What follows belongs to an exercise in optimizing a design on an open flow for small area and a short achievable clock period; a production flow would make more cautious choices.
Only the layout flow was run in this run; the RTL was not checked for function there.
Power figures rest on the tool's default switching activity, not on a simulated workload.

worst_path.png
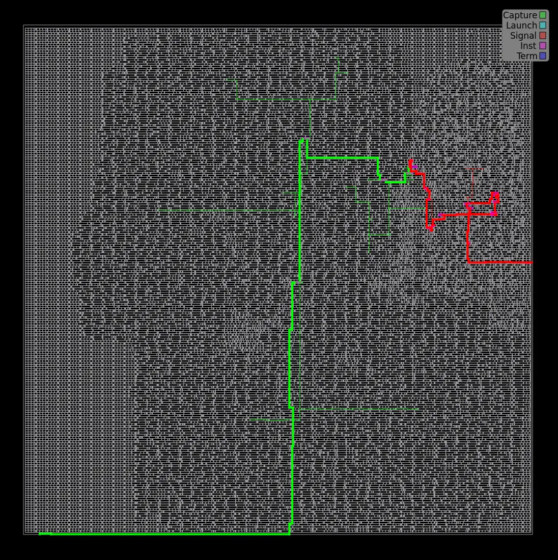
layer_met2.png
Scale bar: 200 um.
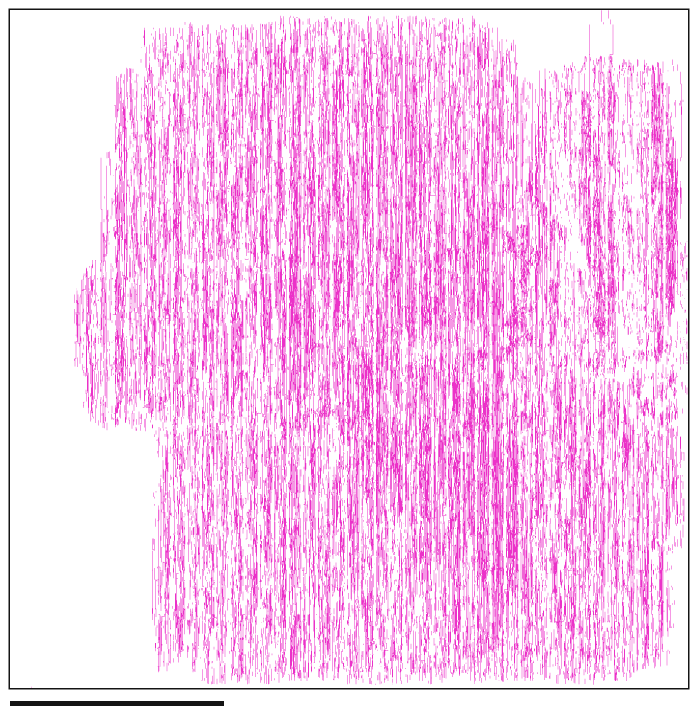
by_instance.png
Scale bar: 200 um.
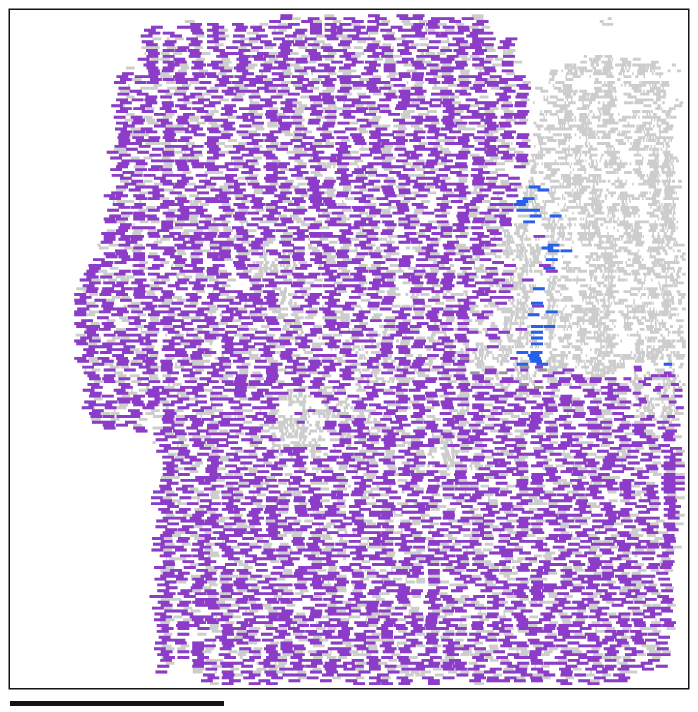
### constraint.sdc
create_clock -name core_clock -period 10.0 [get_ports {i_clk}]
set_input_delay 2.0000 -clock core_clock [delete_from_list [all_inputs] [get_ports {i_clk}]]
set_output_delay 2.0000 -clock core_clock [all_outputs]
set_load 0.01 [all_outputs]
### run.sh
#!/bin/bash
# synth_recipe.tcl (not shown) runs the flow's synth.tcl, then flattens the netlist and writes it again
# the make line also repeats each setting of config.mk as NAME=value (left out here)
make -C /OpenROAD-flow-scripts/flow DESIGN_CONFIG=/design/flow/config.mk WORK_HOME=/design/flow/orfs CLKGATE_MAP_FILE= SYNTH_SCRIPT=/design/flow/synth_recipe.tcl finish
### config.mk
export PLATFORM = sky130hd
export DESIGN_NAME = fft_computer
export DESIGN_NICKNAME = fft_computer
export VERILOG_FILES = /design/flow/design.v
export SDC_FILE = /design/flow/constraint.sdc
export NUM_CORES = 4
export LEC_CHECK = 0
export CAP_MARGIN = 20
export CORE_MARGIN = 2
export CORE_UTILIZATION = 45
export SLEW_MARGIN = 20
export SYNTH_MEMORY_MAX_BITS = 8192
### design.v
module output_fifo(
  input         s_aclk,
  input         s_aresetn,
  input         s_axis_tvalid,
  output        s_axis_tready,
  input  [31:0] s_axis_tdata,
  output        m_axis_tvalid,
  input         m_axis_tready,
  output [31:0] m_axis_tdata
);
reg [31:0] mem [0:127];
reg [6:0]  wr_ptr;
reg [6:0]  rd_ptr;
reg [7:0]  count;
wire push = s_axis_tvalid;
wire pop  = m_axis_tready & (count != 0);
assign s_axis_tready = 1'b1;
assign m_axis_tvalid = (count != 0);
assign m_axis_tdata  = mem[rd_ptr];
always @(posedge s_aclk)
begin
    if(!s_aresetn)
    begin
        wr_ptr <= 0;
        rd_ptr <= 0;
        count  <= 0;
    end
    else
    begin
        if(push)
            wr_ptr <= wr_ptr + 1'b1;
        if(pop)
            rd_ptr <= rd_ptr + 1'b1;
        count <= count + {7'd0, push} - {7'd0, pop};
    end
end
always @(posedge s_aclk)
begin
    if(s_aresetn & push)
        mem[wr_ptr] <= s_axis_tdata;
end
endmodule
module mulitiplier(
input             i_clk,
input             i_rst_n,
input [31:0]      i_data,
input             i_data_valid,
output            o_data_ready,
output reg[31:0]  o_data,
output reg        o_data_valid,
input             i_data_ready
);
assign o_data_ready   =   i_data_ready;
wire signed [15:0] realPart;
wire signed [15:0] imagePart;
assign realPart = i_data[15:0];
assign imagePart = i_data[31:16];
always @(posedge i_clk)
begin
    if(!i_rst_n)
        o_data_valid   <=  1'b0;
    else
    begin
		o_data <= imagePart*imagePart + realPart*realPart;
		o_data_valid  <=    i_data_valid;
	end  
end
endmodule
module output_ctrl(
input        i_clk,
input        i_rst_n,
input [31:0] i_data,
input        i_data_valid,
output       o_data_ready,
output [31:0]o_data,
output  reg  o_data_valid,
input        i_data_ready
);
reg [6:0]   sample_cnt;
reg [6:0]   read_cnt;
wire        valid_input_data;
wire        valid_output_data;
wire        fifo_rd_en;
reg  [31:0] fifo_wr_data;
wire [31:0] fifo_rd_data;
reg  [1:0]  window_cnt;
reg         fifo_wr_en;
assign valid_input_data  = i_data_valid & o_data_ready;
assign valid_output_data = o_data_valid & i_data_ready;
assign fifo_rd_en        = (window_cnt == 0) ? valid_output_data : valid_input_data;
assign o_data            = {{2{fifo_rd_data[31]}},fifo_rd_data[31:2]};
always @(posedge i_clk)
begin
    if(!i_rst_n)
	 begin
	     sample_cnt  <=   0;
	 end
	 else
	 begin
       if(valid_input_data)
	         sample_cnt   <=   sample_cnt + 1'b1;
	 end			
end
always @(posedge i_clk)
begin
    if(!i_rst_n)
	 begin
	     read_cnt  <=   0;
	 end
	 else
	 begin
       if(valid_output_data)
	         read_cnt   <=   read_cnt + 1'b1;
	 end			
end
always @(posedge i_clk)
begin
    if(!i_rst_n)
	     window_cnt   <=   0;
	 else
	 begin
        if((sample_cnt == 127) & valid_input_data)
	         window_cnt   <=   window_cnt + 1;
	 end			
end
always @(posedge i_clk)
begin
    if(!i_rst_n)
	     o_data_valid   <=   0;
	 else
	 begin
        if((read_cnt == 127) & valid_output_data)
	         o_data_valid    <=    1'b0;
        else if((window_cnt==3) & (sample_cnt == 127) & valid_input_data)
	         o_data_valid    <=    1'b1;
	 end			
end
always @(posedge i_clk)
begin
    if(valid_input_data)
	 begin
	     fifo_wr_en    <=    1'b1;
	     if(window_cnt == 0)
		      fifo_wr_data <= i_data;
		  else
            fifo_wr_data <= i_data + fifo_rd_data;		  
	 end
	 else
	     fifo_wr_en    <=    1'b0;
end
output_fifo fifo (
  .s_aclk(i_clk),  
  .s_aresetn(i_rst_n),  
  .s_axis_tvalid(fifo_wr_en),  
  .s_axis_tready(o_data_ready),  
  .s_axis_tdata(fifo_wr_data),  
  .m_axis_tvalid(),            
  .m_axis_tready(fifo_rd_en),  
  .m_axis_tdata(fifo_rd_data)  
);
endmodule
module fft_computer(
input        i_clk,
input        i_rst_n,
input        i_data_valid,
input [31:0] i_data,
output       o_data_ready,
output       o_data_valid,
output [31:0]o_data,
input        i_data_ready
); 
wire [31:0] fft_data;
wire        fft_data_valid;
wire        fft_data_ready;
wire [31:0] mult_data;
wire        mult_data_valid;
wire        mult_data_ready;
assign fft_data       = i_data;
assign fft_data_valid = i_data_valid;
assign o_data_ready   = fft_data_ready;
mulitiplier mult (
    .i_clk(i_clk), 
    .i_rst_n(i_rst_n), 
    .i_data(fft_data), 
    .i_data_valid(fft_data_valid), 
    .o_data_ready(fft_data_ready), 
    .o_data(mult_data), 
    .o_data_valid(mult_data_valid), 
    .i_data_ready(mult_data_ready)
);
output_ctrl ctrl (
    .i_clk(i_clk), 
    .i_rst_n(i_rst_n), 
    .i_data(mult_data), 
    .i_data_valid(mult_data_valid), 
    .o_data_ready(mult_data_ready), 
    .o_data(o_data), 
    .o_data_valid(o_data_valid), 
    .i_data_ready(i_data_ready)
);
endmodule
==> reports/metrics.cfg <==
[clock_network]
postCtsHoldBufs=0
root_buffer=clkbuf_16
tritoncts.num_buffers=415
post_cts_buffers=0

[grt]
antenna_found_initial=42
grt_pass1_vias=88939
grt_pass1_wl_mm=662
grt-ovfl-total=0

[finish]
final_layout_size_suffix_gt1_frac=0.264
area_delta_synth_final_pct=12.6
fin_nets=9568

[timing]
fmax_ghz=0.110
period_needed_ps=9100
setup_tns_ps=0
setup_viol=0
clock_skew_ps=44.9
rsz0062_at_grt=no
hold_viol=0

[placed_design]
dpl_worst_slack_ps=-124

[logic_synthesis]
synth_xor_area_frac=0.00533
syn_nets=9144
ys_warn_count=3
synthTopCellsByCount=edfxtp_1, mux4_2, inv_1
async_flop_share=0
synthMuxAreaShare=0.170
syn_inst=8391

[route]
drt_first_pass_iters=6

[critical_path]
critPathRequiredTime_ps=10700
cp_max_fo=6

[pwr]
leakagePower_nw=64.3

[outcome]
status=timing/DRC/antenna clean

[min_path]
worstHoldPathType=flip-flop to flip-flop

[die]
start_util=0.452
ios=70

## Picture notes: worst_path.png
final instance count without filler cells: 14.4k
Final Util: 0.509
Worst Slack Setup Final: 904 ps

## Picture notes: layer_met2.png
longest straight run	254 um
main direction	vertical
share of all routed wire	47%
Post-Route WL: 464 mm
GR Util met2: 0.364
DR vias: 85.7k

## Picture notes: by_instance.png
colour	scope	placed flops	where
blue	`mult`	33	right middle
purple	`ctrl`	4168	spread over the die
not coloured	7
die area: 0.403 sq mm

[cell type report]
class | instances | area, sq um
antenna | 20 | 50.0
clock buffer | 518 | 10900
clock inverter | 243 | 2160
fill | 31034 | 195000
inverter | 674 | 2530
multi-input combinational | 3123 | 50100
sequential | 4208 | 126000
tap | 5242 | 6560
timing repair buffer | 393 | 3460
[kinds of logic after synthesis]
family                     Yosys count
DFF                               4208
muxes                             1378
buffers and inverters             1060
adders and majority gates          717
and+or+nand+nor                    678
AOI/OAI and AO/OA                  240
xor gates and xnor gates           109
other                                1
[final timing paths]
path	startpoint	end	slack, ps	depth (start not counted)
worst max-delay path	i_data[18]	mult.o_data[30]$_DFFE_PP_	900	25
worst min-delay path	ctrl.read_cnt[6]$_SDFFE_PN0P_	ctrl.o_data_valid$_SDFFE_PP0P_	460	1
worst max register to register	flip-flop	ctrl.fifo_wr_data[26]$_DFFE_PP_	2940	18
worst min register to register	ctrl.read_cnt[6]$_SDFFE_PN0P_	ctrl.o_data_valid$_SDFFE_PP0P_	460	1
[power breakdown]
group / switching [mW] / leakage, nW / internal [mW] / total (mW)
Clock: 6.62 / 6.37 / 8.55 / 15.2
Combinational: 14.9 / 20.2 / 11.3 / 26.1
Sequential: 0.0896 / 37.8 / 21.4 / 21.5
Total: 21.6 / 64.3 / 41.2 / 62.8
[state kept, by name, summed over array words and instances (netlist names), 2 cells and up, named ones only]
name               flops
ctrl.fifo.count        8
ctrl.fifo.mem       4096
ctrl.fifo.rd_ptr       7
ctrl.fifo.wr_ptr       7
ctrl.fifo_wr_data     32
ctrl.read_cnt          7
ctrl.sample_cnt        7
ctrl.window_cnt        2
mult.o_data           32
[per-layer routing]
layer | wire length (um) | global-route usage | part of all wire | vias to the layer above
li1 | - | - | - | 34447
met1 | 192000 | 0.338 | 0.41 | 46772
met2 | 220000 | 0.364 | 0.47 | 3879
met3 | 39900 | 0.0352 | 0.086 | 606
met4 | 12900 | 0.0626 | 0.028 | 4
met5 | 31 | 0 | 0.000067 | -
[metrics by stage]
stage	total power [mW]	instance area [sq um]	hold slack, ps	instances	util
global route	67.0	202000	491	14408	0.509
detailed placement	48.1	189000	442	13640	0.476
finish	62.8	202000	458	14421	0.509
global placement	48.1	189000	439	13640	0.476
CTS	63.6	202000	466	14401	0.509
floorplan	40.6	179000	425	8391	-

-- static timing again, ports no longer ideal --
How much do the figures lean on ideal ports? The routed layout below was timed once more, with nothing changed but the port constraints. Step 1: set_driving_cell puts a clkbuf_16 on i_clk and a buf_2 on each other input, an assumption about the parent block. Step 2, shift: input delay + t, output delay - t, t = (earliest + latest rising clock arrival at the registers) / 2. This alone moves slack from input paths to output paths. a / b / c = no drivers / after step 1 / after step 2; a / b = the first two.
shift t [ns]: 1.063
slack for setup (ns): 0.904 / 0.993 / -0.071
latest minus earliest clock arrival (ns): 0.054 / 0.055
pins driven straight from the clock port: 1
With both steps, setup timing fails in this run, where it was met with ideal ports. For this run, drivers alone change the setup slack by +0.089 ns; drivers and shift together by -0.975 ns.
